What follows belongs to an exercise in optimizing a design on an open flow for small area, a short achievable clock period and few clock cycles; a production flow would make more cautious choices.
Only simulation tests tie the RTL to the original design; equivalence was not proved.
No activity file was given, so power comes from the tool's default toggle rates.

`flow/design.v`:
```
module adder
#(
    parameter NB_ADDER = 32                 
) (
    output wire [NB_ADDER - 1 : 0] o_sum,   
    input  wire [NB_ADDER - 1 : 0] i_a  ,   
    input  wire [NB_ADDER - 1 : 0] i_b      
);
    assign o_sum = i_a + i_b;
endmodule
module alu
#(
    parameter NB_DATA = 32                   
) (
    output reg [NB_DATA - 1 : 0] o_result,   
    input      [NB_DATA - 1 : 0] i_data1 ,   
    input      [NB_DATA - 1 : 0] i_data2 ,   
    input      [3           : 0] i_alu_op    
);
    localparam ALU_ADD     = 4'b0000;
    localparam ALU_SUB     = 4'b0001;
    localparam ALU_SLL     = 4'b0010;
    localparam ALU_SLT     = 4'b0011;
    localparam ALU_SLTU    = 4'b0100;
    localparam ALU_XOR     = 4'b0101;
    localparam ALU_SRL     = 4'b0110;
    localparam ALU_SRA     = 4'b0111;
    localparam ALU_OR      = 4'b1000;
    localparam ALU_AND     = 4'b1001;
    always @(*) begin
        case (i_alu_op)
            ALU_ADD:    o_result = i_data1 + i_data2;
            ALU_SUB:    o_result = i_data1 - i_data2;
            ALU_SLL:    o_result = i_data1 << i_data2[4:0];
            ALU_SLT:    o_result = ($signed(i_data1) < $signed(i_data2)) ? 1 : 0;
            ALU_SLTU:   o_result = (i_data1 < i_data2) ? 1 : 0;
            ALU_XOR:    o_result = i_data1 ^ i_data2;
            ALU_SRL:    o_result = i_data1 >> i_data2[4:0];
            ALU_SRA:    o_result = $signed(i_data1) >>> i_data2[4:0];
            ALU_OR:     o_result = i_data1 | i_data2;
            ALU_AND:    o_result = i_data1 & i_data2;
            default:    o_result = 0;
        endcase
    end
endmodule
module alu_ctrl_unit
(
    output reg [3 : 0] o_alu_op,   
    input wire [1 : 0] i_alu_op,   
    input wire [6 : 0] i_funct7,   
    input wire [2 : 0] i_funct3    
);
    localparam ALU_ADD    = 4'b0000;
    localparam ALU_SUB    = 4'b0001;
    localparam ALU_SLL    = 4'b0010;
    localparam ALU_SLT    = 4'b0011;
    localparam ALU_SLTU   = 4'b0100;
    localparam ALU_XOR    = 4'b0101;
    localparam ALU_SRL    = 4'b0110;
    localparam ALU_SRA    = 4'b0111;
    localparam ALU_OR     = 4'b1000;
    localparam ALU_AND    = 4'b1001;
    always @(*) begin
        case (i_alu_op)
            2'b00: begin  
                o_alu_op = ALU_ADD;
            end
            2'b10: begin  
                case (i_funct3)
                    3'b000: o_alu_op = ALU_ADD;   
                    3'b001: o_alu_op = ALU_SLL;   
                    3'b010: o_alu_op = ALU_SLT;   
                    3'b011: o_alu_op = ALU_SLTU;  
                    3'b100: o_alu_op = ALU_XOR;   
                    3'b101: begin
                        case (i_funct7)
                            7'b0000000: o_alu_op = ALU_SRL;  
                            7'b0100000: o_alu_op = ALU_SRA;  
                            default: o_alu_op = ALU_ADD;
                        endcase
                    end
                    3'b110: o_alu_op = ALU_OR;    
                    3'b111: o_alu_op = ALU_AND;   
                    default: o_alu_op = ALU_ADD;
                endcase
            end
            2'b11: begin  
                case ({i_funct7, i_funct3})
                    10'b0000000000 : o_alu_op = ALU_ADD   ;
                    10'b0100000000 : o_alu_op = ALU_SUB   ;
                    10'b0000000100 : o_alu_op = ALU_XOR   ;
                    10'b0000000110 : o_alu_op = ALU_OR    ;
                    10'b0000000111 : o_alu_op = ALU_AND   ;
                    10'b0000000001 : o_alu_op = ALU_SLL   ;
                    10'b0000000101 : o_alu_op = ALU_SRL   ;
                    10'b0100000101 : o_alu_op = ALU_SRA   ;
                    10'b0000000010 : o_alu_op = ALU_SLT   ;
                    10'b0000000011 : o_alu_op = ALU_SLTU  ;
                    default        : o_alu_op = ALU_ADD   ;
                endcase
            end
            default: o_alu_op = ALU_ADD;
        endcase
    end
endmodule
module base_integer_ctrl_unit
# (
    parameter NB_CTRL = 9
) (
    output reg  [NB_CTRL - 1 : 0] o_ctrl,   
    input  wire [6 : 0] i_opcode,           
    input  wire [2 : 0] i_func3             
);
    localparam R_TYPE   = 7'b0110011;
    localparam I_TYPE_1 = 7'b0010011;
    localparam I_TYPE_2 = 7'b0000011;
    localparam S_TYPE   = 7'b0100011;
    localparam U_TYPE_1 = 7'b0110111;
    localparam U_TYPE_2 = 7'b0010111;
    always @(*) begin
        o_ctrl = {NB_CTRL{1'b0}};
        case (i_func3)
            3'b000 : o_ctrl[8:7] = 2'b01;  
            3'b001 : o_ctrl[8:7] = 2'b10;  
            3'b010 : o_ctrl[8:7] = 2'b11;  
            3'b100 : o_ctrl[8:7] = 2'b01;  
            3'b101 : o_ctrl[8:7] = 2'b10;  
            default: o_ctrl[8:7] = 2'b00;  
        endcase
        case (i_opcode)
            R_TYPE: begin               
                o_ctrl[0]   = 1'b1;
                o_ctrl[6:5] = 2'b11;
            end
            I_TYPE_1: begin            
                o_ctrl[0]   = 1'b1;
                o_ctrl[3]   = 1'b1;
                o_ctrl[6:5] = 2'b10;
            end
            I_TYPE_2: begin             
                o_ctrl[0]   = 1'b1;
                o_ctrl[1]   = 1'b1;
                o_ctrl[3]   = 1'b1;
                o_ctrl[4]   = 1'b1;
            end
            S_TYPE: begin               
                o_ctrl[2]   = 1'b1;
                o_ctrl[3]   = 1'b1;
            end
            U_TYPE_1, U_TYPE_2: begin   
                o_ctrl[0]    = 1'b1;
                o_ctrl[3]    = 1'b1;
            end
            default: begin
                o_ctrl = {NB_CTRL{1'b0}};
            end
        endcase
    end
endmodule
module bram
#(
    parameter DATA_WIDTH = 8,
    parameter ADDR_WIDTH = 8                  
) (
    output reg [DATA_WIDTH - 1 : 0] o_dout1,
    output reg [DATA_WIDTH - 1 : 0] o_dout2,
    input                       i_we    ,
    input                       i_re1   ,
    input                       i_re2   ,
    input [ADDR_WIDTH - 1 : 0]  i_waddr ,
    input [ADDR_WIDTH - 1 : 0]  i_raddr1,
    input [ADDR_WIDTH - 1 : 0]  i_raddr2,
    input [DATA_WIDTH - 1 : 0]  i_di    ,
    input                       clk    
);
    localparam DATA_DEPTH = 2**ADDR_WIDTH;
    (* ram_style = "block" *) reg [DATA_WIDTH - 1 : 0] ram [DATA_DEPTH - 1 : 0];
    always @(posedge clk) begin
        if (i_we)
            ram[i_waddr] <= i_di;
    end
    always @(negedge clk) begin
        if (i_re1)
            o_dout1 <= ram[i_raddr1];
    end
    always @(negedge clk) begin
        if (i_re2)
            o_dout2 <= ram[i_raddr2];
    end
endmodule
module branch_ctrl_unit
#(
    parameter NB_DATA = 32
) (
    output reg o_pcSrc,                         
    output reg o_flush,                         
    input wire [NB_DATA - 1 : 0] i_rs1_data,
    input wire [NB_DATA - 1 : 0] i_rs2_data,
    input wire [6 : 0]           i_opcode  ,
    input wire [2 : 0]           i_func3   ,     
    input wire                   i_stall   ,
    input wire                   clk
);
    localparam B_TYPE = 7'b1100011;   
    reg [NB_DATA - 1 : 0] result;
    reg [NB_DATA - 1 : 0] rs1_data;
    reg [NB_DATA - 1 : 0] rs2_data;
    always @(negedge clk) begin
        rs1_data <= i_rs1_data;
        rs2_data <= i_rs2_data;
    end
    always @(*) begin
        o_pcSrc = 1'b0;    
        o_flush = 1'b0;    
        if (~i_stall) begin
            if (i_opcode == B_TYPE) begin
                case (i_func3[2])
                    1'b0: begin
                        if (i_func3[0] == 1'b0 && (result == {NB_DATA{1'b0}}))       o_pcSrc = 1'b1;   
                        else if (i_func3[0] == 1'b1 && !(result == {NB_DATA{1'b0}})) o_pcSrc = 1'b1;   
                    end
                    1'b1: begin
                        if (i_func3[0] == 1'b0 && result[0])       o_pcSrc = 1'b1;   
                        else if (i_func3[0] == 1'b1 && ~result[0]) o_pcSrc = 1'b1;   
                    end 
                endcase
                if (o_pcSrc == 1'b1) o_flush = 1'b1;   
            end
        end
    end
    always @(*) begin
        result = {NB_DATA{1'b0}};
        if (i_func3[2] == 1'b0) begin
            result = rs1_data - rs2_data;
        end
        else if (i_func3[2:1] == 2'b10) begin
            result = ($signed(rs1_data) < $signed(rs2_data)) ? 1 : 0;
        end
        else if (i_func3[2:1] == 2'b11) begin
            result = (rs1_data < rs2_data) ? 1 : 0;
        end
    end
endmodule
module data_mem_output_unit
#(
    parameter DATA_WIDTH = 32
) (
    output reg [DATA_WIDTH - 1 : 0] o_data,
    input wire [DATA_WIDTH - 1 : 0] i_data ,
    input wire [2 : 0]              i_func3 
);
    always @(*) begin
        o_data = i_data;  
        case (i_func3)
            3'b000:  o_data = {{24{i_data[7]}}, i_data[7:0]};     
            3'b001:  o_data = {{16{i_data[15]}}, i_data[15:0]};   
            3'b100:  o_data = {24'b0, i_data[7:0]};               
            3'b101:  o_data = {16'b0, i_data[15:0]};              
            default: o_data = i_data;
        endcase
    end
endmodule
module ex_forwarding_unit
(
    output reg [1 : 0] o_forward_a,      
    output reg [1 : 0] o_forward_b,      
    input wire [4 : 0] i_ex_rs1      ,   
    input wire [4 : 0] i_ex_rs2      ,   
    input wire [4 : 0] i_mem_rd      ,   
    input wire [4 : 0] i_wb_rd       ,   
    input wire         i_mem_RegWrite,   
    input wire         i_wb_RegWrite     
);
    always @(*) begin
        o_forward_a = 2'b00;
        o_forward_b = 2'b00;
        if (i_mem_RegWrite && (i_mem_rd != 0) && (i_mem_rd == i_ex_rs1)) begin
            o_forward_a = 2'b01;  
        end 
        else if (i_wb_RegWrite && (i_wb_rd != 0) && !(i_mem_RegWrite && (i_mem_rd != 0) && (i_mem_rd == i_ex_rs1)) && (i_wb_rd == i_ex_rs1)) begin
            o_forward_a = 2'b10;  
        end
        if (i_mem_RegWrite && (i_mem_rd != 0) && (i_mem_rd == i_ex_rs2)) begin
            o_forward_b = 2'b01;  
        end 
        else if (i_wb_RegWrite && (i_wb_rd != 0) && !(i_mem_RegWrite && (i_mem_rd != 0) && (i_mem_rd == i_ex_rs2)) && (i_wb_rd == i_ex_rs2)) begin
            o_forward_b = 2'b10;  
        end
    end
endmodule
module ex_mem_reg
#(
    parameter NB_PC      = 32,
    parameter DATA_WIDTH = 32                
) (
    output reg                      o_regWrite   ,
    output reg                      o_memRead    ,
    output reg                      o_memWrite   ,
    output reg                      o_memToReg   ,
    output reg [1 : 0]              o_dataSize   ,
    output reg [DATA_WIDTH - 1 : 0] o_alu        ,   
    output reg [DATA_WIDTH - 1 : 0] o_data2      ,   
    output reg [4 : 0]              o_rd_addr    ,
    output reg [2 : 0]              o_func3      ,
    input wire                      i_regWrite   , 
    input wire                      i_memRead    , 
    input wire                      i_memWrite   , 
    input wire                      i_memToReg   , 
    input wire [1 : 0]              i_dataSize   , 
    input wire [DATA_WIDTH - 1 : 0] i_alu        ,   
    input wire [DATA_WIDTH - 1 : 0] i_data2      ,   
    input wire [4 : 0]              i_rd_addr    ,
    input wire [2 : 0]              i_func3      ,
    input wire                      i_en         ,   
    input wire                      i_rst        ,
    input wire                      clk              
);
    always @(posedge clk) begin
        if (i_rst) begin
            o_regWrite    <= 1'b0              ;
            o_memRead     <= 1'b0              ;
            o_memWrite    <= 1'b0              ;
            o_memToReg    <= 1'b0              ;
            o_dataSize    <= 2'b00             ;
            o_alu         <= {DATA_WIDTH{1'b0}};
            o_data2       <= {DATA_WIDTH{1'b0}};
            o_rd_addr     <= {5{1'b0}}         ;
            o_func3       <= {3{1'b0}}         ;
        end
        else if (i_en) begin
            o_regWrite    <= i_regWrite   ;
            o_memRead     <= i_memRead    ;
            o_memWrite    <= i_memWrite   ;
            o_memToReg    <= i_memToReg   ;
            o_dataSize    <= i_dataSize   ;
            o_alu         <= i_alu        ;
            o_data2       <= i_data2      ;
            o_rd_addr     <= i_rd_addr    ;
            o_func3       <= i_func3      ;
        end
    end
endmodule
module hazard_detection_unit
(
    output reg       o_write_en   ,      
    output reg       o_control_mux,      
    input wire       i_id_ex_mem_read,   
    input wire [4:0] i_id_ex_rd      ,   
    input wire [4:0] i_if_id_rs1     ,   
    input wire [4:0] i_if_id_rs2     ,   
    input wire [6:0] i_if_id_opcode  ,   
    input wire       i_ex_mem_mem_read,  
    input wire [4:0] i_ex_mem_rd         
);
    localparam I_TYPE_3 = 7'b1100111;   
    localparam B_TYPE   = 7'b1100011;   
    always @(*) begin
        o_write_en = 1'b1;
        o_control_mux = 1'b0;
        if (i_id_ex_mem_read && ((i_id_ex_rd == i_if_id_rs1) || (i_id_ex_rd == i_if_id_rs2))) begin
            o_write_en = 1'b0;     
            o_control_mux = 1'b1;  
        end
        if (i_ex_mem_mem_read && (i_ex_mem_rd != 5'd0) &&
            (((i_if_id_opcode == B_TYPE) && ((i_ex_mem_rd == i_if_id_rs1) || (i_ex_mem_rd == i_if_id_rs2))) ||
             ((i_if_id_opcode == I_TYPE_3) && (i_ex_mem_rd == i_if_id_rs1)))) begin
            o_write_en = 1'b0;     
            o_control_mux = 1'b1;  
        end
    end
endmodule
module id_ex_reg
#(
    parameter NB_PC      = 32,                
    parameter DATA_WIDTH = 32,                
    parameter NB_CTRL    = 9                  
) (
    output reg                      o_regWrite,
    output reg                      o_memRead ,
    output reg                      o_memWrite,
    output reg                      o_ALUSrc  ,
    output reg                      o_memToReg,
    (* fsm_encoding = "none" *) output reg [1 : 0]              o_ALUOp   ,
    (* fsm_encoding = "none" *) output reg [1 : 0]              o_dataSize,
    output reg [DATA_WIDTH - 1 : 0] o_rs1_data,   
    output reg [DATA_WIDTH - 1 : 0] o_rs2_data,   
    output reg [DATA_WIDTH - 1 : 0] o_imm     ,   
    output reg [4 : 0]              o_rd_addr ,
    output reg [2 : 0]              o_func3   ,
    output reg [4 : 0]              o_rs1_addr,
    output reg [4 : 0]              o_rs2_addr,
    output reg [6 : 0]              o_func7   ,
    input wire [NB_CTRL    - 1 : 0] i_ctrl    ,   
    input wire [DATA_WIDTH - 1 : 0] i_rs1_data,   
    input wire [DATA_WIDTH - 1 : 0] i_rs2_data,   
    input wire [DATA_WIDTH - 1 : 0] i_imm     ,   
    input wire [4 : 0]              i_rd_addr ,
    input wire [2 : 0]              i_func3   ,
    input wire [4 : 0]              i_rs1_addr,
    input wire [4 : 0]              i_rs2_addr,
    input wire [6 : 0]              i_func7   ,
    input wire                      i_flush   ,
    input wire                      i_rst     ,   
    input wire                      i_en      ,   
    input wire                      clk           
);
    always @(posedge clk) begin
        if (i_rst || i_flush) begin
            o_regWrite <= 1'b0              ;
            o_memRead  <= 1'b0              ;
            o_memWrite <= 1'b0              ;
            o_ALUSrc   <= 1'b0              ;
            o_memToReg <= 1'b0              ;
            o_ALUOp    <= 2'b00             ;
            o_dataSize <= 2'b00             ;
            o_rs1_data <= {DATA_WIDTH{1'b0}};
            o_rs2_data <= {DATA_WIDTH{1'b0}};
            o_imm      <= {DATA_WIDTH{1'b0}};
            o_rd_addr  <= {5{1'b0}}         ;
            o_func3    <= {3{1'b0}}         ;
            o_rs1_addr <= {5{1'b0}}         ;
            o_rs2_addr <= {5{1'b0}}         ;
            o_func7    <= {7{1'b0}}         ;
        end
        else if (i_en) begin
            o_regWrite <= i_ctrl[0]  ;
            o_memRead  <= i_ctrl[1]  ;
            o_memWrite <= i_ctrl[2]  ;
            o_ALUSrc   <= i_ctrl[3]  ;
            o_memToReg <= i_ctrl[4]  ;
            o_ALUOp    <= i_ctrl[6:5];
            o_dataSize <= i_ctrl[8:7];
            o_rs1_data <= i_rs1_data ;
            o_rs2_data <= i_rs2_data ;
            o_imm      <= i_imm      ;
            o_rd_addr  <= i_rd_addr  ;
            o_func3    <= i_func3    ;
            o_rs1_addr <= i_rs1_addr ;
            o_rs2_addr <= i_rs2_addr ;
            o_func7    <= i_func7    ;
        end
    end
endmodule
module id_forwarding_unit
(
    output reg [1 : 0] o_forward_a,      
    output reg [1 : 0] o_forward_b,      
    input wire [4 : 0] i_id_rs1      ,   
    input wire [4 : 0] i_id_rs2      ,   
    input wire [4 : 0] i_mem_rd      ,   
    input wire [4 : 0] i_wb_rd       ,   
    input wire         i_mem_RegWrite,   
    input wire         i_wb_RegWrite ,   
    input wire         i_mem_MemRead
);
    always @(*) begin
        o_forward_a = 2'b00;
        o_forward_b = 2'b00;
        if (i_mem_RegWrite && (i_mem_rd != 0) && (i_mem_rd == i_id_rs1) && ~i_mem_MemRead) begin
            o_forward_a = 2'b01;  
        end 
        else if (i_wb_RegWrite && (i_wb_rd != 0) && (i_wb_rd == i_id_rs1)) begin
            o_forward_a = 2'b10;  
        end
        if (i_mem_RegWrite && (i_mem_rd != 0) && (i_mem_rd == i_id_rs2) && ~i_mem_MemRead) begin
            o_forward_b = 2'b01;  
        end 
        else if (i_wb_RegWrite && (i_wb_rd != 0) && (i_wb_rd == i_id_rs2)) begin
            o_forward_b = 2'b10;  
        end
    end
endmodule
module if_id_reg
#(
    parameter NB_INSTR = 32,               
    parameter NB_PC    = 32                
) (
    output reg [NB_PC    - 1 : 0] o_pc      ,   
    output reg [NB_PC    - 1 : 0] o_pc_next ,   
    output reg [NB_INSTR - 1 : 0] o_instr   ,   
    output reg [6 : 0]            o_opcode  ,
    output reg [4 : 0]            o_rd_add  ,
    output reg [2 : 0]            o_func3   ,
    output reg [4 : 0]            o_rs1_addr,
    output reg [4 : 0]            o_rs2_addr,
    output reg [6 : 0]            o_func7   ,
    input wire [NB_INSTR - 1 : 0] i_instr  ,   
    input wire [NB_PC    - 1 : 0] i_pc     ,   
    input wire [NB_PC    - 1 : 0] i_pc_next,   
    input wire                    i_flush  ,   
    input wire                    i_en     ,   
    input wire                    i_rst    ,   
    input wire                    clk          
);
    always @(posedge clk) begin
        if (i_rst || i_flush) begin
            o_pc       <= {NB_PC{1'b0}};
            o_pc_next  <= {NB_PC{1'b0}};
            o_instr    <= {NB_INSTR{1'b0}};
            o_opcode   <= {7{1'b0}};
            o_rd_add   <= {5{1'b0}};
            o_func3    <= {3{1'b0}};
            o_rs1_addr <= {5{1'b0}};
            o_rs2_addr <= {5{1'b0}};
            o_func7    <= {7{1'b0}};
        end
        else if (i_en) begin
            o_pc       <= i_pc            ;
            o_pc_next  <= i_pc_next       ;
            o_instr    <= i_instr         ;
            o_opcode   <= i_instr[6  :  0];
            o_rd_add   <= i_instr[11 :  7];
            o_func3    <= i_instr[14 : 12];
            o_rs1_addr <= i_instr[19 : 15];
            o_rs2_addr <= i_instr[24 : 20];
            o_func7    <= i_instr[31 : 25];
        end
    end
endmodule
module imm_gen
#(
    parameter DATA_WIDTH = 32                 
) (
    output reg [DATA_WIDTH - 1 : 0] o_imm  ,  
    input      [DATA_WIDTH - 1 : 0] i_instr   
);
    localparam I_TYPE_1 = 7'b0010011;   
    localparam I_TYPE_2 = 7'b0000011;   
    localparam I_TYPE_3 = 7'b1100111;   
    localparam I_TYPE_4 = 7'b1110011;   
    localparam S_TYPE   = 7'b0100011;   
    localparam B_TYPE   = 7'b1100011;   
    localparam U_TYPE_1 = 7'b0110111;   
    localparam U_TYPE_2 = 7'b0010111;   
    localparam J_TYPE   = 7'b1101111;   
    always @(*) begin
        case (i_instr[6:0])
            I_TYPE_1, I_TYPE_2, I_TYPE_3, I_TYPE_4: begin
                o_imm = {{20{i_instr[31]}}, i_instr[31:20]};
            end
            S_TYPE: begin
                o_imm = {{20{i_instr[31]}}, i_instr[31:25], i_instr[11:7]};
            end
            B_TYPE: begin
                o_imm = {{19{i_instr[31]}}, i_instr[31], i_instr[7], i_instr[30:25], i_instr[11:8], 1'b0};
            end
            U_TYPE_1, U_TYPE_2: begin
                o_imm = {i_instr[31:12], 12'b0};
            end
            J_TYPE: begin
                o_imm = {{11{i_instr[31]}}, i_instr[31], i_instr[19:12], i_instr[20], i_instr[30:21], 1'b0};
            end
            default: begin
                o_imm = 32'b0;
            end
        endcase
    end
endmodule
module jump_ctrl_unit
#(
    parameter NB_PC = 32
) (
    output reg [1 : 0] o_pcSrc   ,
    output reg         o_regWrite,
    output reg         o_flush   ,
    input wire [6 : 0] i_opcode  ,
    input wire         i_stall    
);
    localparam J_TYPE   = 7'b1101111;   
    localparam I_TYPE_3 = 7'b1100111;   
    always @(*) begin
        o_pcSrc    = 2'b00;
        o_regWrite = 1'b0;
        o_flush    = 1'b0;
        if (~i_stall) begin
            case (i_opcode)
                J_TYPE: begin 
                    o_pcSrc    = 2'b01;
                    o_regWrite = 1'b1;
                    o_flush    = 1'b1;
                end
                I_TYPE_3: begin 
                    o_pcSrc    = 2'b10;
                    o_regWrite = 1'b1;
                    o_flush    = 1'b1;
                end
                default: begin
                    o_pcSrc    = 2'b00;
                    o_regWrite = 1'b0;
                    o_flush    = 1'b0;
                end
            endcase
        end
    end
endmodule
module jump_hazard_detection_unit
(
    output reg       o_write_en   ,   
    input wire [6:0] i_opcode     ,   
    input wire       i_ex_regWrite,   
    input wire [4:0] i_ex_rd      ,   
    input wire [4:0] i_id_rs1     ,   
    input wire [4:0] i_id_rs2     ,   
    input wire       clk
);
    localparam I_TYPE_3 = 7'b1100111;   
    localparam B_TYPE   = 7'b1100011;   
    reg not_stall;
    always @(*) begin
        o_write_en = 1'b1;
        if (i_opcode == I_TYPE_3) begin
            if (i_ex_regWrite && (i_ex_rd == i_id_rs1) && not_stall) begin
                o_write_en = 1'b0;     
            end
        end
        if (i_opcode == B_TYPE) begin
            if (i_ex_regWrite && ((i_ex_rd == i_id_rs1) || (i_ex_rd == i_id_rs2)) && not_stall) begin
                o_write_en = 1'b0;     
            end
        end
    end
    always @(posedge clk) begin
        not_stall <= o_write_en;
    end
endmodule
module mem_forwarding_unit 
#(
) (
    output reg [1:0] o_forward_b,      
    input wire [4:0] i_mem_rs2    ,    
    input wire [4:0] i_wb_rd      ,    
    input wire       i_wb_RegWrite     
);
    always @(*) begin
        o_forward_b = 2'b00;
        if (i_wb_RegWrite && (i_wb_rd != 0) && (i_wb_rd == i_mem_rs2)) begin
            o_forward_b = 2'b01;  
        end
    end
endmodule
module mem_wb_reg
#(
    parameter NB_PC      = 32,
    parameter DATA_WIDTH = 32                
) (
    output reg                      o_regWrite,
    output reg                      o_memToReg,
    output reg [DATA_WIDTH - 1 : 0] o_data    ,   
    output reg [DATA_WIDTH - 1 : 0] o_alu     ,   
    output reg [4 : 0]              o_rd_addr ,
    output reg [2 : 0]              o_func3   ,
    input wire                      i_regWrite,
    input wire                      i_memToReg,
    input wire [DATA_WIDTH - 1 : 0] i_data    ,   
    input wire [DATA_WIDTH - 1 : 0] i_alu     ,   
    input wire [4 : 0]              i_rd_addr ,
    input wire [2 : 0]              i_func3   ,
    input wire                      i_en      ,   
    input wire                      i_rst     ,   
    input wire                      clk           
);
    always @(posedge clk) begin
        if (i_rst) begin
            o_regWrite <= 1'b0        ;
            o_memToReg <= 1'b0        ;
            o_data     <= {DATA_WIDTH{1'b0}};
            o_alu      <= {DATA_WIDTH{1'b0}};
            o_rd_addr  <= 5'b0        ;
            o_func3    <= 3'b0        ;
        end
        else if (i_en) begin
            o_regWrite <= i_regWrite;
            o_memToReg <= i_memToReg;
            o_data     <= i_data    ;
            o_alu      <= i_alu     ;
            o_rd_addr  <= i_rd_addr ;
            o_func3    <= i_func3   ;
        end
    end
endmodule
module memory
#(
    parameter ADDR_WIDTH = 10   
) (
    output reg [31 : 0] o_dout1,                
    output reg [31 : 0] o_dout2,                
    input  wire [31 : 0]             i_din  ,   
    input  wire [ADDR_WIDTH - 1 : 0] i_waddr,   
    input  wire [ADDR_WIDTH - 1 : 0] i_raddr1,   
    input  wire [ADDR_WIDTH - 1 : 0] i_raddr2,   
    input  wire [1 : 0]              i_size ,   
    input  wire                      i_wen  ,   
    input  wire                      i_ren1  ,   
    input  wire                      i_ren2  ,   
    input  wire                      clk        
);
    localparam DATA_WIDTH     = 8             ;
    localparam RAM_ADDR_WIDTH = ADDR_WIDTH - 2;
    reg [3 : 0]                  ram_wen             ;
    reg [RAM_ADDR_WIDTH - 1 : 0] waddr         [3:0] ;
    reg [RAM_ADDR_WIDTH - 1 : 0] raddr1        [3:0] ;
    reg [RAM_ADDR_WIDTH - 1 : 0] raddr2        [3:0] ;
    reg [31 : 0]                 din_shifted         ;
    reg [31 : 0]                 dout_shifted1       ;
    reg [31 : 0]                 dout_shifted2       ;
    wire [7 : 0] ram_dout1 [3:0];
    wire [7 : 0] ram_dout2 [3:0];
    generate
        for (genvar i = 0; i < 4; i = i + 1) begin : ram_bank_gen
            bram 
            #(
                .DATA_WIDTH (DATA_WIDTH    ),
                .ADDR_WIDTH (RAM_ADDR_WIDTH)
            )
                u_ram_bank
                (
                    .o_dout1  (ram_dout1[i]                  ),
                    .o_dout2  (ram_dout2[i]                  ),
                    .i_we     (ram_wen[i]                    ),
                    .i_re1    (i_ren1                        ),
                    .i_re2    (i_ren2                        ),
                    .i_waddr  (waddr[i]                      ),
                    .i_raddr1 (raddr1[i]                     ),
                    .i_raddr2 (raddr2[i]                     ),
                    .i_di     (din_shifted[(8*(i+1)-1) : 8*i]),
                    .clk      (clk                           )
                );
        end
    endgenerate
    always @(*) begin
        ram_wen = 4'h0;
        if (i_wen) begin
            case ({i_waddr[1:0], i_size})
                4'b0001: ram_wen = 4'b0001;
                4'b0101: ram_wen = 4'b0010;
                4'b1001: ram_wen = 4'b0100;
                4'b1101: ram_wen = 4'b1000;
                4'b0010: ram_wen = 4'b0011;
                4'b0110: ram_wen = 4'b0110;
                4'b1010: ram_wen = 4'b1100;
                4'b1110: ram_wen = 4'b1001;
                4'b0011: ram_wen =  4'b1111;
                4'b0111: ram_wen =  4'b1111;
                4'b1011: ram_wen =  4'b1111;
                4'b1111: ram_wen =  4'b1111;
                default: ram_wen = 4'b0000;
            endcase
        end
        waddr[0] = (i_waddr >> 2) + (i_waddr[1:0] >= 2'd1);
        waddr[1] = (i_waddr >> 2) + (i_waddr[1:0] >= 2'd2);
        waddr[2] = (i_waddr >> 2) + (i_waddr[1:0] >= 2'd3);
        waddr[3] = (i_waddr >> 2)                         ;
        din_shifted = ({i_din, i_din} >> ((3'd4 - {1'b0, i_waddr[1:0]}) * 8));
    end
    always @(*) begin
        o_dout1 = {32{1'b0}};
        raddr1[0] = (i_raddr1 >> 2) + (i_raddr1[1:0] >= 2'd1);
        raddr1[1] = (i_raddr1 >> 2) + (i_raddr1[1:0] >= 2'd2);
        raddr1[2] = (i_raddr1 >> 2) + (i_raddr1[1:0] >= 2'd3);
        raddr1[3] = (i_raddr1 >> 2)                          ;
        dout_shifted1 = ({ram_dout1[3], ram_dout1[2], ram_dout1[1], ram_dout1[0], ram_dout1[3], ram_dout1[2], ram_dout1[1], ram_dout1[0]} >> (i_raddr1[1:0] * 8));
        if (i_ren1) begin 
            o_dout1 = dout_shifted1;
        end
    end
    always @(*) begin
        o_dout2 = {32{1'b0}};
        raddr2[0] = (i_raddr2 >> 2) + (i_raddr2[1:0] >= 2'd1);
        raddr2[1] = (i_raddr2 >> 2) + (i_raddr2[1:0] >= 2'd2);
        raddr2[2] = (i_raddr2 >> 2) + (i_raddr2[1:0] >= 2'd3);
        raddr2[3] = (i_raddr2 >> 2)                          ;
        dout_shifted2 = ({ram_dout2[3], ram_dout2[2], ram_dout2[1], ram_dout2[0], ram_dout2[3], ram_dout2[2], ram_dout2[1], ram_dout2[0]} >> (i_raddr2[1:0] * 8));
        if (i_ren2) begin 
            o_dout2 = dout_shifted2;
        end
    end
endmodule
module mux_2to1
#(
    parameter NB_MUX = 32                 
) (
    output reg [NB_MUX - 1 : 0] o_mux,   
    input  wire [NB_MUX - 1 : 0] i_a  ,   
    input  wire [NB_MUX - 1 : 0] i_b  ,   
    input  wire                  i_sel    
);
    always @(*) begin
        case (i_sel)
            1'b0: o_mux = i_a; 
            1'b1: o_mux = i_b; 
        endcase
    end
endmodule
module mux_3to1
#(
    parameter DATA_WIDTH = 32                   
) (
    output reg [DATA_WIDTH - 1 : 0] o_data ,    
    input      [DATA_WIDTH - 1 : 0] i_data0,    
    input      [DATA_WIDTH - 1 : 0] i_data1,    
    input      [DATA_WIDTH - 1 : 0] i_data2,    
    input      [1 : 0]              i_sel       
);
    always @(*) begin
        case (i_sel)
            2'b00  : o_data = i_data0;             
            2'b01  : o_data = i_data1;             
            2'b10  : o_data = i_data2;             
            default: o_data = {DATA_WIDTH{1'b0}};  
        endcase
    end
endmodule
module mux_4to1
#(
    parameter DATA_WIDTH = 32                   
) (
    output reg [DATA_WIDTH - 1 : 0] o_data ,    
    input      [DATA_WIDTH - 1 : 0] i_data0,    
    input      [DATA_WIDTH - 1 : 0] i_data1,    
    input      [DATA_WIDTH - 1 : 0] i_data2,    
    input      [DATA_WIDTH - 1 : 0] i_data3,    
    input      [ 1 : 0]             i_sel       
);
    always @(*) begin
        case (i_sel)
            2'b00  : o_data = i_data0;     
            2'b01  : o_data = i_data1;     
            2'b10  : o_data = i_data2;     
            2'b11  : o_data = i_data3;     
        endcase
    end
endmodule
module pc
#(
    parameter NB_PC = 32                 
) (
    output wire [NB_PC - 1 : 0] o_pc ,   
    input  wire [NB_PC - 1 : 0] i_pc ,   
    input  wire                 i_en ,   
    input  wire                 i_rst,   
    input  wire                 clk      
);
    reg [NB_PC - 1 : 0] pc_reg;   
    always @(posedge clk) begin
        if (i_rst) begin
            pc_reg <= {NB_PC{1'b0}};
        end
        else if (i_en) begin
            pc_reg <= i_pc;
        end
    end
    assign o_pc = pc_reg;
endmodule
module regfile
#(
    parameter DATA_WIDTH = 32                  
) (
    output reg [DATA_WIDTH - 1 : 0] o_dout1,   
    output reg [DATA_WIDTH - 1 : 0] o_dout2,   
    input wire [4              : 0] i_addr1 ,   
    input wire [4              : 0] i_addr2 ,   
    input wire [4              : 0] i_waddr1,   
    input wire [4              : 0] i_waddr2,   
    input wire [DATA_WIDTH - 1 : 0] i_wdata1,   
    input wire [DATA_WIDTH - 1 : 0] i_wdata2,   
    input wire                      i_wen1  ,   
    input wire                      i_wen2  ,   
    input wire                      i_rst   ,   
    input wire                      clk         
);
    localparam ADDR_WIDTH = 5            ;     
    localparam DATA_DEPTH = 2**ADDR_WIDTH;     
    reg [DATA_WIDTH - 1 : 0] reg_array [DATA_DEPTH - 1 : 0];
    integer i;
    always @(negedge clk) begin
        if (i_rst) begin
            for (i = 0; i < DATA_DEPTH; i = i + 1) begin
                reg_array[i] <= {DATA_WIDTH{1'b0}};
            end
        end
        else begin
            if (i_wen1) begin
                if (i_waddr1 != {ADDR_WIDTH{1'b0}}) begin   
                    reg_array[i_waddr1] <= i_wdata1;
                end
            end
            if (i_wen2) begin
                if (i_waddr2 != {ADDR_WIDTH{1'b0}}) begin   
                    reg_array[i_waddr2] <= i_wdata2;
                end
            end
        end
    end
    always @(*) begin
        o_dout1 = reg_array[i_addr1];
    end
    always @(*) begin
        o_dout2 = reg_array[i_addr2];
    end
endmodule
module cpu_core
#(
    parameter NB_PC              = 32,   
    parameter NB_INSTRUCTION     = 32,   
    parameter NB_DATA            = 32,   
    parameter IMEM_ADDR_WIDTH    = 8 ,   
    parameter DMEM_ADDR_WIDTH    = 7     
) (
    output reg [NB_PC          - 1 : 0] o_pc          ,
    output reg [NB_INSTRUCTION - 1 : 0] o_instr       ,
    output reg [NB_DATA        - 1 : 0] o_regfile_data,
    output reg [NB_DATA        - 1 : 0] o_dmem_data   ,
    input                           i_du_rgfile_rd,   
    input [4 : 0]                   i_regfile_addr,   
    input [NB_DATA         - 1 : 0] i_imem_data   ,   
    input [IMEM_ADDR_WIDTH - 1 : 0] i_imem_waddr  ,   
    input                           i_imem_wen    ,   
    input [DMEM_ADDR_WIDTH - 1 : 0] i_dmem_raddr  ,   
    input [1 : 0]                   i_dmem_rsize  ,   
    input                           i_dmem_ren    ,   
    input                           i_en          ,   
    input                           i_du_rst      ,   
    input                           i_rst         ,
    input                           clk           
);
    localparam NB_CTRL = 9;                                 
    wire [NB_PC - 1 : 0] pc_out;                            
    wire [NB_PC - 1 : 0] pc_adder_out;                      
    wire [1 : 0]         pc_mux_sel   ;
    wire [NB_PC - 1 : 0] mux2to1_to_pc;                     
    wire [NB_INSTRUCTION - 1 : 0] imem_data_out1;           
    wire [NB_INSTRUCTION - 1 : 0] imem_data_out2;
    wire [4 : 0] du_regfile_addr2_mux_out;
    wire [NB_PC          - 1 : 0] if_id_pc_out         ;    
    wire [NB_PC          - 1 : 0] if_id_pc_next_out    ;    
    wire [NB_INSTRUCTION - 1 : 0] if_id_instruction_out;    
    wire [6 : 0]                  if_id_opcode_out     ;
    wire [4 : 0]                  if_id_rd_addr_out    ;
    wire [2 : 0]                  if_id_func3_out      ;
    wire [4 : 0]                  if_id_rs1_addr_out   ;
    wire [4 : 0]                  if_id_rs2_addr_out   ;
    wire [6 : 0]                  if_id_func7_out      ;
    wire [NB_DATA - 1 : 0] int_regfile_data1_out;   
    wire [NB_DATA - 1 : 0] int_regfile_data2_out;   
    wire [NB_DATA - 1 : 0] imm_out;                          
    wire [1 : 0]           jump_ctrl_unit_pcSrc_out   ;
    wire                   jump_ctrl_unit_regWrite_out;
    wire                   jump_ctrl_unit_flush_out   ;
    wire jump_hdu_write_en_out;
    wire [NB_PC   - 1 : 0] jump_addr_adder_out;
    wire [NB_DATA - 1 : 0] if_forwarding_mux_r1_out;
    wire [NB_DATA - 1 : 0] if_forwarding_mux_r2_out;
    wire [NB_PC   - 1 : 0] jalr_adder_addr_out;
    wire [1 : 0] id_fowrward_unit_a_out;
    wire [1 : 0] id_fowrward_unit_b_out;
    wire [NB_CTRL - 1 : 0] ctrl_unit_out;
    wire hdu_write_en_out;
    wire hdu_to_nop_mux  ;
    wire [NB_CTRL        - 1 : 0] id_nop_insert_mux_out;
    wire                          id_ex_regWrite_out;
    wire                          id_ex_memRead_out ;
    wire                          id_ex_memWrite_out;
    wire                          id_ex_ALUSrc_out  ;
    wire                          id_ex_memToReg_out;
    wire [1 : 0]                  id_ex_ALUOp_out   ;
    wire [1 : 0]                  id_ex_dataSize_out;
    wire [NB_DATA        - 1 : 0] id_ex_imm_out     ;   
    wire [NB_DATA        - 1 : 0] id_ex_rs1_data_out;   
    wire [NB_DATA        - 1 : 0] id_ex_rs2_data_out;   
    wire [4 : 0]                  id_ex_rd_addr_out ;
    wire [2 : 0]                  id_ex_func3_out   ;
    wire [4 : 0]                  id_ex_rs1_addr_out;
    wire [4 : 0]                  id_ex_rs2_addr_out;
    wire [6 : 0]                  id_ex_func7_out   ;
    wire branch_ctrl_unit_pcSrc_out;
    wire branch_flush_out;
    wire [1 : 0] fowrward_unit_a_out;
    wire [1 : 0] fowrward_unit_b_out;
    wire [NB_DATA - 1 : 0] forwarding_mux_a_out;
    wire [NB_DATA - 1 : 0] forwarding_mux_b_out;
    wire [NB_DATA - 1 : 0] forwarding_mux_c_out;
    wire [NB_DATA - 1 : 0] alu_result;
    wire [3 : 0] alu_op_out;
    wire                   ex_mem_regWrite_out   ;
    wire                   ex_mem_memRead_out    ;
    wire                   ex_mem_memWrite_out   ;
    wire                   ex_mem_memToReg_out   ;
    wire [1 : 0]           ex_mem_dataSize_out   ;
    wire [NB_DATA - 1 : 0] ex_mem_alu_out        ;   
    wire [NB_DATA - 1 : 0] ex_mem_data_out       ;
    wire [4 : 0]           ex_mem_rd_addr_out    ;
    wire [2 : 0]           ex_mem_func3_out      ;
    wire [NB_DATA - 1 : 0] data_memory_out1;
    wire [NB_DATA - 1 : 0] data_memory_out2;
    wire [NB_DATA - 1 : 0] data_mem_output_unit_data_out;
    wire                          mem_wb_regWrite_out;
    wire                          mem_wb_memToReg_out;
    wire [4 : 0]                  mem_wb_rd_addr_out ; 
    wire [NB_DATA        - 1 : 0] mem_wb_data_out    ;   
    wire [NB_DATA        - 1 : 0] mem_wb_alu_out     ;   
    wire [2 : 0]                  mem_wb_func3_out   ;
    wire [NB_DATA - 1 : 0] wb_mux_out;
    reg                           en             ;
    reg                           du_rgfile_rd_in;
    reg [4 : 0]                   regfile_addr_in;
    reg [NB_DATA         - 1 : 0] imem_data_in   ;
    reg [IMEM_ADDR_WIDTH - 1 : 0] imem_waddr_in  ;
    reg                           imem_wen_in    ;
    reg [DMEM_ADDR_WIDTH - 1 : 0] dmem_raddr_in  ;
    reg [1 : 0]                   dmem_rsize_in  ;
    reg                           dmem_ren_in    ;
    reg                           du_rst         ;
    always @(posedge clk) begin
        if (i_rst) begin
            en              <= 1'b0                 ;
            du_rst          <= 1'b0                 ;
            o_pc            <= pc_out               ;
            o_instr         <= imem_data_out2       ;
            o_regfile_data  <= int_regfile_data2_out;
            o_dmem_data     <= data_memory_out2     ;
            du_rgfile_rd_in <= i_du_rgfile_rd       ;
            regfile_addr_in <= i_regfile_addr       ;
            imem_data_in    <= i_imem_data          ;
            imem_waddr_in   <= i_imem_waddr         ;
            imem_wen_in     <= i_imem_wen           ;
            dmem_raddr_in   <= i_dmem_raddr         ;
            dmem_rsize_in   <= i_dmem_rsize         ;
            dmem_ren_in     <= i_dmem_ren           ;
        end
        else begin
            en              <= i_en                 ;
            du_rst          <= i_du_rst             ;
            o_pc            <= pc_out               ;
            o_instr         <= imem_data_out2       ;
            o_regfile_data  <= int_regfile_data2_out;
            o_dmem_data     <= data_memory_out2     ;
            du_rgfile_rd_in <= i_du_rgfile_rd       ;
            regfile_addr_in <= i_regfile_addr       ;
            imem_data_in    <= i_imem_data          ;
            imem_waddr_in   <= i_imem_waddr         ;
            imem_wen_in     <= i_imem_wen           ;
            dmem_raddr_in   <= i_dmem_raddr         ;
            dmem_rsize_in   <= i_dmem_rsize         ;
            dmem_ren_in     <= i_dmem_ren           ;
        end
    end
    assign pc_mux_sel = {jump_ctrl_unit_pcSrc_out[1], jump_ctrl_unit_pcSrc_out[0] | branch_ctrl_unit_pcSrc_out};
    adder
    #(
        .NB_ADDER (NB_PC)
    )
        u_pc_adder
        (
            .o_sum (pc_adder_out),
            .i_a   (pc_out      ),
            .i_b   (32'h4       )    
        );
    mux_3to1
    #(
        .DATA_WIDTH (NB_PC)
    )
        u_pc_in_mux
        (
            .o_data  (mux2to1_to_pc      ),
            .i_data0 (pc_adder_out       ),   
            .i_data1 (jump_addr_adder_out),   
            .i_data2 (jalr_adder_addr_out),   
            .i_sel   (pc_mux_sel         )
        ); 
    pc
    #(
        .NB_PC (NB_PC)
    )
        u_pc
        (
            .o_pc  (pc_out                  ),
            .i_pc  (mux2to1_to_pc           ),
            .i_en  (hdu_write_en_out & jump_hdu_write_en_out & en),
            .i_rst (i_rst | du_rst          ),
            .clk   (clk                     )
        );
    bram
    #(
        .DATA_WIDTH (NB_DATA        ),
        .ADDR_WIDTH (IMEM_ADDR_WIDTH)
    )
        u_instruction_memory
        (
            .o_dout1  (imem_data_out1                      ),
            .o_dout2  (imem_data_out2                      ),
            .i_we     (imem_wen_in                         ),
            .i_re1    (~imem_wen_in & en                   ),
            .i_re2    (~imem_wen_in & en                   ),
            .i_waddr  (imem_waddr_in >> 2                  ),
            .i_raddr1 (pc_out[IMEM_ADDR_WIDTH - 1 : 0] >> 2),   
            .i_raddr2 (pc_out[IMEM_ADDR_WIDTH - 1 : 0] >> 2),
            .i_di     (imem_data_in                        ),
            .clk      (clk                                 ) 
        );
    if_id_reg
    #(
        .NB_INSTR (NB_INSTRUCTION),
        .NB_PC    (NB_PC          )
    )
        u_if_id_reg
        (
            .o_pc       (if_id_pc_out                                 ),
            .o_pc_next  (if_id_pc_next_out                            ),
            .o_instr    (if_id_instruction_out                        ),
            .o_opcode   (if_id_opcode_out                             ),
            .o_rd_add   (if_id_rd_addr_out                            ),
            .o_func3    (if_id_func3_out                              ),
            .o_rs1_addr (if_id_rs1_addr_out                           ),
            .o_rs2_addr (if_id_rs2_addr_out                           ),
            .o_func7    (if_id_func7_out                              ),
            .i_instr    (imem_data_out1                               ),  
            .i_pc       (pc_out                                       ),
            .i_pc_next  (pc_adder_out                                 ),
            .i_flush    (branch_flush_out | jump_ctrl_unit_flush_out  ),   
            .i_en       (hdu_write_en_out & jump_hdu_write_en_out & en),  
            .i_rst      (i_rst | du_rst                               ),  
            .clk        (clk                                          ) 
        );
    mux_2to1
    #(
        .NB_MUX (5)
    )
        u_du_regfile_mux
        (
            .o_mux (du_regfile_addr2_mux_out),
            .i_a   (if_id_rs2_addr_out      ),
            .i_b   (regfile_addr_in         ),
            .i_sel (du_rgfile_rd_in         )
        );
    regfile
    #(
        .DATA_WIDTH (NB_DATA)
    )
        u_integer_regfile
        (
            .o_dout1  (int_regfile_data1_out           ),
            .o_dout2  (int_regfile_data2_out           ),
            .i_addr1  (if_id_rs1_addr_out              ),
            .i_addr2  (du_regfile_addr2_mux_out        ),
            .i_waddr1 (if_id_rd_addr_out               ),
            .i_waddr2 (mem_wb_rd_addr_out              ),
            .i_wdata1 (if_id_pc_next_out               ),
            .i_wdata2 (wb_mux_out                      ),
            .i_wen1   (jump_ctrl_unit_regWrite_out & en),
            .i_wen2   (mem_wb_regWrite_out & en        ),
            .i_rst    (i_rst | du_rst                  ),
            .clk      (clk                             ) 
        );
    imm_gen
    #(
        .DATA_WIDTH (NB_INSTRUCTION)
    )
        u_imm_gen
        (
            .o_imm   (imm_out              ),
            .i_instr (if_id_instruction_out) 
        );
    jump_ctrl_unit
    #(
        .NB_PC (NB_PC)
    )
        u_jump_ctrl_unit
        (
            .o_pcSrc    (jump_ctrl_unit_pcSrc_out                   ),
            .o_regWrite (jump_ctrl_unit_regWrite_out                ),
            .o_flush    (jump_ctrl_unit_flush_out                   ),
            .i_opcode   (if_id_opcode_out                           ),
            .i_stall    (~(jump_hdu_write_en_out & hdu_write_en_out))
        );
    branch_ctrl_unit
    #(
        .NB_DATA (NB_DATA)
    )
        u_branch_ctrl_unit
        (
            .o_pcSrc      (branch_ctrl_unit_pcSrc_out                 ),
            .o_flush      (branch_flush_out                           ),
            .i_rs1_data   (if_forwarding_mux_r1_out                   ),
            .i_rs2_data   (if_forwarding_mux_r2_out                   ),
            .i_opcode     (if_id_opcode_out                           ),
            .i_func3      (if_id_func3_out                            ),
            .i_stall      (~(jump_hdu_write_en_out & hdu_write_en_out)),
            .clk          (clk                                        )
        );
    adder
    #(
        .NB_ADDER (NB_PC)
    )
        u_jump_addr_adder
        (
            .o_sum (jump_addr_adder_out),
            .i_a   (if_id_pc_out       ),
            .i_b   (imm_out            )
        );
    mux_3to1
    #(
        .DATA_WIDTH (NB_DATA)
    )
        u_id_forwarding_mux_1
        (
            .o_data  (if_forwarding_mux_r1_out), 
            .i_data0 (int_regfile_data1_out   ),
            .i_data1 (ex_mem_alu_out          ),
            .i_data2 (wb_mux_out              ),
            .i_sel   (id_fowrward_unit_a_out  ) 
        );
    mux_3to1
    #(
        .DATA_WIDTH (NB_DATA)
    )
        u_id_forwarding_mux_2
        (
            .o_data  (if_forwarding_mux_r2_out), 
            .i_data0 (int_regfile_data2_out   ),
            .i_data1 (ex_mem_alu_out          ),
            .i_data2 (wb_mux_out              ),
            .i_sel   (id_fowrward_unit_b_out  ) 
        );
    adder
    #(
        .NB_ADDER (NB_PC)
    )
        u_jalr_addr_adder
        (
            .o_sum (jalr_adder_addr_out     ),
            .i_a   (imm_out                 ),
            .i_b   (if_forwarding_mux_r1_out)
        );
    id_forwarding_unit
        u_id_forwarding_unit
        (
            .o_forward_a    (id_fowrward_unit_a_out),   
            .o_forward_b    (id_fowrward_unit_b_out),             
            .i_id_rs1       (if_id_rs1_addr_out    ),
            .i_id_rs2       (if_id_rs2_addr_out    ),
            .i_mem_rd       (ex_mem_rd_addr_out    ),
            .i_wb_rd        (mem_wb_rd_addr_out    ),
            .i_mem_RegWrite (ex_mem_regWrite_out   ),
            .i_wb_RegWrite  (mem_wb_regWrite_out   ),
            .i_mem_MemRead  (ex_mem_memRead_out    )
        );
    base_integer_ctrl_unit
    #(
        .NB_CTRL (NB_CTRL)
    )
        u_base_integer_ctrl_unit
        (
            .o_ctrl   (ctrl_unit_out   ),
            .i_opcode (if_id_opcode_out),
            .i_func3  (if_id_func3_out )
        );
    jump_hazard_detection_unit
        u_jump_hdu
        (
            .o_write_en    (jump_hdu_write_en_out),
            .i_opcode      (if_id_opcode_out     ),
            .i_ex_regWrite (id_ex_regWrite_out   ),
            .i_ex_rd       (id_ex_rd_addr_out    ),
            .i_id_rs1      (if_id_rs1_addr_out   ),
            .i_id_rs2      (if_id_rs2_addr_out   ),
            .clk           (clk                  )
        );
    hazard_detection_unit
        u_hazard_detection_unit
        (
            .o_write_en       (hdu_write_en_out  ),
            .o_control_mux    (hdu_to_nop_mux    ),
            .i_id_ex_mem_read (id_ex_memRead_out ),
            .i_id_ex_rd       (id_ex_rd_addr_out ),
            .i_if_id_rs1      (if_id_rs1_addr_out),
            .i_if_id_rs2      (if_id_rs2_addr_out),
            .i_if_id_opcode   (if_id_opcode_out  ),
            .i_ex_mem_mem_read(ex_mem_memRead_out),
            .i_ex_mem_rd      (ex_mem_rd_addr_out)
        );
    mux_2to1
    #(
        .NB_MUX (NB_CTRL)
    )
        u_nop_insertion_mux
        (
            .o_mux (id_nop_insert_mux_out),
            .i_a   (ctrl_unit_out        ),
            .i_b   ({NB_CTRL{1'b0}}      ),
            .i_sel (hdu_to_nop_mux | ~jump_hdu_write_en_out) 
        );
    id_ex_reg
    #(
        .NB_PC      (NB_PC  ),
        .DATA_WIDTH (NB_DATA),
        .NB_CTRL    (NB_CTRL)
    )
        u_id_ex_reg
        (
            .o_regWrite (id_ex_regWrite_out        ),
            .o_memRead  (id_ex_memRead_out         ),
            .o_memWrite (id_ex_memWrite_out        ),
            .o_ALUSrc   (id_ex_ALUSrc_out          ),
            .o_memToReg (id_ex_memToReg_out        ),
            .o_ALUOp    (id_ex_ALUOp_out           ),
            .o_dataSize (id_ex_dataSize_out        ),
            .o_rs1_data (id_ex_rs1_data_out        ),
            .o_rs2_data (id_ex_rs2_data_out        ),
            .o_imm      (id_ex_imm_out             ),
            .o_rd_addr  (id_ex_rd_addr_out         ),
            .o_func3    (id_ex_func3_out           ),
            .o_rs1_addr (id_ex_rs1_addr_out        ),
            .o_rs2_addr (id_ex_rs2_addr_out        ),
            .o_func7    (id_ex_func7_out           ),
            .i_ctrl     (id_nop_insert_mux_out     ),
            .i_rs1_data (int_regfile_data1_out     ),
            .i_rs2_data (int_regfile_data2_out     ),
            .i_imm      (imm_out                   ),
            .i_rd_addr  (if_id_rd_addr_out         ),
            .i_func3    (if_id_func3_out           ),
            .i_rs1_addr (if_id_rs1_addr_out        ),
            .i_rs2_addr (if_id_rs2_addr_out        ),
            .i_func7    (if_id_func7_out           ),
            .i_flush    (branch_flush_out          ),
            .i_en       (en                        ),
            .i_rst      (i_rst | du_rst            ),
            .clk        (clk                       ) 
        );
    mux_3to1
    #(
        .DATA_WIDTH (NB_DATA)
    )
        u_forwarding_mux_1
        (
            .o_data  (forwarding_mux_a_out), 
            .i_data0 (id_ex_rs1_data_out  ),
            .i_data1 (ex_mem_alu_out      ),
            .i_data2 (wb_mux_out          ),
            .i_sel   (fowrward_unit_a_out ) 
        );
    mux_3to1
    #(
        .DATA_WIDTH (NB_DATA)
    )
        u_forwarding_mux_2
        (
            .o_data  (forwarding_mux_b_out), 
            .i_data0 (id_ex_rs2_data_out  ),
            .i_data1 (ex_mem_alu_out      ),
            .i_data2 (wb_mux_out          ),
            .i_sel   (fowrward_unit_b_out ) 
        );
    mux_2to1
    #(
        .NB_MUX (NB_DATA)
    )
        u_alu_input_mux
        (
            .o_mux (forwarding_mux_c_out), 
            .i_a   (forwarding_mux_b_out),
            .i_b   (id_ex_imm_out       ),
            .i_sel (id_ex_ALUSrc_out    ) 
        );
    alu
    #(
        .NB_DATA (NB_DATA)
    )
        u_alu
        (
            .o_result      (alu_result          ),
            .i_data1       (forwarding_mux_a_out),
            .i_data2       (forwarding_mux_c_out),
            .i_alu_op      (alu_op_out          ) 
        );
    alu_ctrl_unit
        u_alu_ctrl_unit
        (
            .o_alu_op (alu_op_out     ),     
            .i_alu_op (id_ex_ALUOp_out),
            .i_funct7 (id_ex_func7_out),
            .i_funct3 (id_ex_func3_out)
        );
    ex_forwarding_unit
        u_ex_forwarding_unit
        (
            .o_forward_a    (fowrward_unit_a_out),   
            .o_forward_b    (fowrward_unit_b_out),             
            .i_ex_rs1       (id_ex_rs1_addr_out ),
            .i_ex_rs2       (id_ex_rs2_addr_out ),
            .i_mem_rd       (ex_mem_rd_addr_out ),
            .i_wb_rd        (mem_wb_rd_addr_out ),
            .i_mem_RegWrite (ex_mem_regWrite_out),
            .i_wb_RegWrite  (mem_wb_regWrite_out)
        );
    ex_mem_reg
    #(
        .NB_PC      (NB_PC  ),
        .DATA_WIDTH (NB_DATA)
    )
        u_ex_mem_reg
        (
            .o_regWrite    (ex_mem_regWrite_out ),
            .o_memRead     (ex_mem_memRead_out  ),
            .o_memWrite    (ex_mem_memWrite_out ),
            .o_memToReg    (ex_mem_memToReg_out ),
            .o_dataSize    (ex_mem_dataSize_out ),
            .o_alu         (ex_mem_alu_out      ),
            .o_data2       (ex_mem_data_out     ),
            .o_rd_addr     (ex_mem_rd_addr_out  ),
            .o_func3       (ex_mem_func3_out    ),
            .i_regWrite    (id_ex_regWrite_out  ),
            .i_memRead     (id_ex_memRead_out   ),
            .i_memWrite    (id_ex_memWrite_out  ),
            .i_memToReg    (id_ex_memToReg_out  ),
            .i_dataSize    (id_ex_dataSize_out  ),
            .i_alu         (alu_result          ),
            .i_data2       (forwarding_mux_b_out),
            .i_rd_addr     (id_ex_rd_addr_out   ),
            .i_func3       (id_ex_func3_out     ),
            .i_en          (en                  ),
            .i_rst         (i_rst | du_rst      ),
            .clk           (clk                 ) 
        );
    memory
    #(
        .ADDR_WIDTH (DMEM_ADDR_WIDTH)
    )
        u_data_memory
        (
            .o_dout1  (data_memory_out1                       ),
            .o_dout2  (data_memory_out2                       ),
            .i_din    (ex_mem_data_out                        ),
            .i_waddr  (ex_mem_alu_out[DMEM_ADDR_WIDTH - 1 : 0]),   
            .i_raddr1 (ex_mem_alu_out[DMEM_ADDR_WIDTH - 1 : 0]),
            .i_raddr2 (dmem_raddr_in                          ),
            .i_size   (ex_mem_dataSize_out | dmem_rsize_in    ),
            .i_wen    (ex_mem_memWrite_out                    ),
            .i_ren1   (ex_mem_memRead_out                     ),
            .i_ren2   (dmem_ren_in                            ),
            .clk      (clk                                    ) 
        );
    mem_wb_reg
    #(
        .NB_PC      (NB_PC  ),
        .DATA_WIDTH (NB_DATA)
    )
        u_mem_wb_reg
        (
            .o_regWrite (mem_wb_regWrite_out),
            .o_memToReg (mem_wb_memToReg_out),
            .o_data     (mem_wb_data_out    ),
            .o_alu      (mem_wb_alu_out     ),
            .o_rd_addr  (mem_wb_rd_addr_out ),
            .o_func3    (mem_wb_func3_out   ),
            .i_regWrite (ex_mem_regWrite_out),
            .i_memToReg (ex_mem_memToReg_out),
            .i_data     (data_memory_out1   ),
            .i_alu      (ex_mem_alu_out     ),
            .i_rd_addr  (ex_mem_rd_addr_out ),
            .i_func3    (ex_mem_func3_out   ),
            .i_en       (en                 ),
            .i_rst      (i_rst | du_rst     ),
            .clk        (clk                ) 
        );
    data_mem_output_unit
    #(
        .DATA_WIDTH (NB_DATA)
    )
        u_data_mem_ctrl_unit
        (
            .o_data   (data_mem_output_unit_data_out),
            .i_data   (mem_wb_data_out              ),
            .i_func3  (mem_wb_func3_out             )
        );
    mux_2to1
    #(
        .NB_MUX (NB_DATA)
    )
        u_wb_mux
        (
            .o_mux (wb_mux_out                   ),
            .i_a   (mem_wb_alu_out               ),
            .i_b   (data_mem_output_unit_data_out),
            .i_sel (mem_wb_memToReg_out          ) 
        );
endmodule
```
`flow/run.sh`:
```
#!/bin/bash
# synth_recipe.tcl (not shown) runs the flow's synth.tcl, then flattens the netlist and writes it again
# the make line also repeats each setting of config.mk as NAME=value (left out here)
make -C /OpenROAD-flow-scripts/flow DESIGN_CONFIG=/design/flow/config.mk WORK_HOME=/design/flow/orfs CLKGATE_MAP_FILE= SYNTH_SCRIPT=/design/flow/synth_recipe.tcl finish
```
`flow/config.mk`:
```
export PLATFORM = sky130hd
export DESIGN_NAME = cpu_core
export DESIGN_NICKNAME = cpu_core
export VERILOG_FILES = /design/flow/design.v
export SDC_FILE = /design/flow/constraint.sdc
export NUM_CORES = 4
export LEC_CHECK = 0
export CAP_MARGIN = 20
export CORE_MARGIN = 2
export CORE_UTILIZATION = 40
export SLEW_MARGIN = 20
export SYNTH_MEMORY_MAX_BITS = 8192
```
`flow/constraint.sdc`:
```
create_clock -name core_clock -period 20.0 [get_ports {clk}]
set_input_delay 4.0000 -clock core_clock [delete_from_list [all_inputs] [get_ports {clk}]]
set_output_delay 4.0000 -clock core_clock [all_outputs]
set_load 0.01 [all_outputs]
```
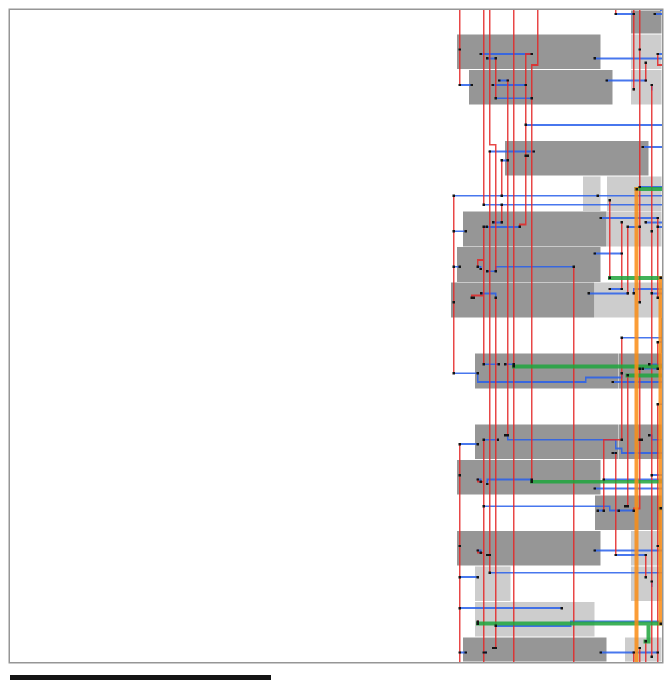
Figure 1: close-up of the layout.
The bar under the picture is 20 um long. Window x 164 to 214, y 164 to 214 um. Cells in gray, sequential cells in the stronger gray; small squares are vias.
green -> met3
orange -> met4
red -> met2
blue -> met1
cells with their middle in the window = 16
netlist names of flops here include = `u_data_memory.ram_bank_gen.u_ram_bank.ram` (11)
most frequent = edfxtp_1 (11), mux4_2 (2)
sequential cells in the window = 11

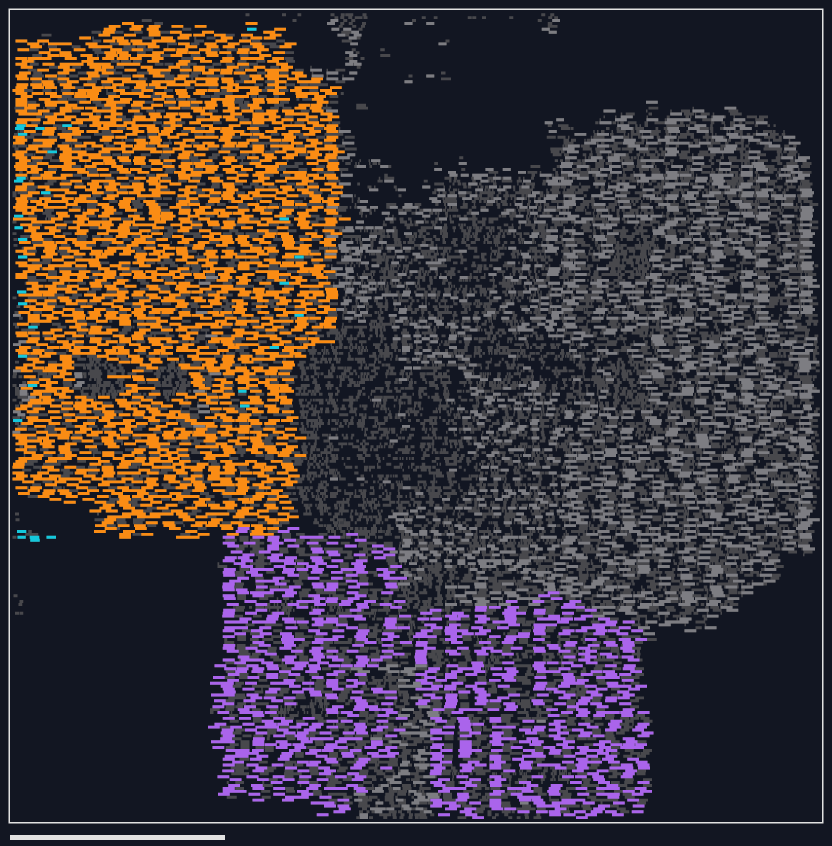
Figure 2: register map, names as in the netlist.
The bar under the picture is 200 um long. Other sequential cells in the stronger gray, the rest of the logic in the fainter gray.
purple -> `u_data_memory.ram_bank_gen.u_ram_bank.ram`  # flops 1,024, where bottom center
orange -> `u_instruction_memory.ram`  # flops 2,048
cyan -> `imem_data_in`  # flops 32
not colored = 1,744

[area by class of cell]
cell class | count | area [um2]
flip-flops and latches | 4848 | 139000
fillers | 48600 | 303000
well taps | 7506 | 9390
clock inverters | 1477 | 7510
clock buffers | 690 | 14700
multi-input cells | 7575 | 84000
inverters | 220 | 837
repair buffers | 722 | 6340
diodes | 14 | 35.0
[metrics by stage]
step	cells	hold slack, ns
5_1_grt	23000	0.395
4_1_cts	23000	0.384
3_5_place_dp	20900	0.372
6_report	23100	0.385
3_3_place_gp	20900	0.369
2_1_floorplan	13900	0.329
[power groups by stage]
| stage | clock network (mW) | registers [mW] | logic, mW |
|---|---|---|---|
| 2_1_floorplan | 0.350 | 11.6 | 2.62 |
| 5_1_grt | 11.7 | 11.6 | 4.45 |
| 6_report | 11.0 | 11.6 | 4.28 |
| 3_3_place_gp | 0.350 | 11.7 | 4.13 |
| 4_1_cts | 11.1 | 11.6 | 4.15 |
| 3_5_place_dp | 0.350 | 11.8 | 4.13 |
[worst max-delay path: cells and delay by family, from the launching register on]
family,cells,cell delay (ns)
compound gates,14,3.48
fa+ha+maj,4,1.68
simple gates,6,1.49
mux,2,0.71
buf+inv,3,0.67
flops,1,0.31
xor+xnor,1,0.17
[synth_stat cells, drive strengths merged, types with 73 or more instances]
| library cell | number |
|---|---|
| edfxtp | 4192 |
| and3 | 115 |
| mux4 | 1946 |
| a21oi | 286 |
| clkbuf | 1028 |
| nor2 | 840 |
| nor3 | 108 |
| o21ai | 366 |
| ha | 178 |
| and2 | 123 |
| a211oi | 175 |
| inv | 218 |
| mux2i | 348 |
| buf | 263 |
| a22oi | 100 |
| xnor2 | 88 |
| nand2 | 740 |
| mux2 | 144 |
| a22o | 1002 |
| dfxtp | 656 |
| xor2 | 73 |
| nand3 | 113 |
[per-layer routing]
layer	GRT usage	up-vias	share of wire
met4	0.128	18	0.055
met1	0.342	75500	0.38
met5	0	-	0.00015
li1	-	59100	-
met3	0.0748	1751	0.11
met2	0.403	8864	0.46
[worst paths after layout]
| path | to | startpoint | slack [ns] | cells after the start |
|---|---|---|---|---|
| setup / recovery | u_pc.pc_reg[29] | u_branch_ctrl_unit.rs1_data[0] | 1.35 | 30 |
| hold / removal | o_pc[1] | u_pc.pc_reg[1] | 0.39 | 0 |
| setup reg to reg | u_pc.pc_reg[29] | u_branch_ctrl_unit.rs1_data[0] | 1.35 | 30 |
| hold reg to reg | o_pc[1] | u_pc.pc_reg[1] | 0.39 | 0 |
[kinds of logic (layout without fill, tap and decap cells)]
| group | Yosys count | after routing | share of synthesized area |
|---|---|---|---|
| mux | 2438 | 2438 | 0.216 |
| flops | 4848 | 4848 | 0.614 |
| other cells | 1 | 46 | 0.0000166 |
| xor+xnor | 161 | 161 | 0.00623 |
| fa+ha+maj | 182 | 182 | 0.0102 |
| buf+inv | 1512 | 3109 | 0.0257 |
| simple gates | 2272 | 2272 | 0.0448 |
| compound gates | 2490 | 2490 | 0.0831 |
==> flow_metrics.tcl <==
set metrics [dict create \
    rsz0062_at_grt "no" \
    crit_required_ns 20.94 \
    area_growth_pct 15.7 \
    io_buffers 186 \
    startpoint_type "register" \
    cpMaxStageDelayCell "ha_1" \
    biggestRegsByFlops "u_instruction_memory.ram (2048), u_data_memory.ram_bank_gen.u_ram_bank.ram (1024), u_integer_regfile.reg_array (1024)" \
    synth_edf_count 4192 \
    cp_max_fo 18 \
    fin_ws_ns 1.35 \
    dieArea_mm2 0.572 \
    drive_gt1_frac 0.248 \
    die_x_um 756 \
    viasPerCell 6.30 \
    outcome "complete, no violations" \
    antenna_found_initial 43 \
    initial_utilization 0.401 \
    synth-main-ff-cell "edfxtp_1" \
    drt-total-wl_mm 771 \
    intPower_mw 18.9 \
    syn_area_mm2 0.226 \
    drv_cap 0 \
    clk_path_buf_depth 4 \
    final_common_cell "edfxtp_1" \
    synthTopCellsByArea "edfxtp_1 56%, mux4_2 19%, dfxtp_1 5.8%" \
    ys_seq_elements 4848 \
    worst_slew_pin_slew_ns 1.37 \
    regMostFlops "u_instruction_memory.ram" \
    place_hpwl_mm 480 \
    postSynthCellCount 13900 \
    pwr-share-clk 0.409 \
    finalSetupViolCount 0 \
    crit_path_end_kind "register" \
    synth_largest_area_cell "edfxtp_1" \
    rows 276 \
    synth_top_area_share 0.556 \
    p_comb_frac 0.160 \
    mostFrequentLayoutCells "4,192 x edfxtp_1, 1,946 x mux4_2, 1,423 x inv_1" \
    die_h_um 756 \
    gp_congestion 0.991 \
    fin_util 0.464 \
    grt_pass1_wl_mm 1070 \
    hold_violations 0 \
    overflow 0 \
    ir_worst_vdd_mv 0.0962 \
    vias 145000 \
    dr.pass1.iters 9 \
    worstPathArrival_ns 19.59 \
    grt.total_usage 0.262 \
    p_total_mw 26.8 \
    cts_htree_levels 6 \
    insertion_delay_ns 1.09 \
    cts_resized 0 \
    postCtsSetupRepairBufs 0 \
    crit_type "reg -> reg" \
    slew_headroom 0.0826 \
]
Testbench counts, summed over its fixed seeds: cycles 26,862.
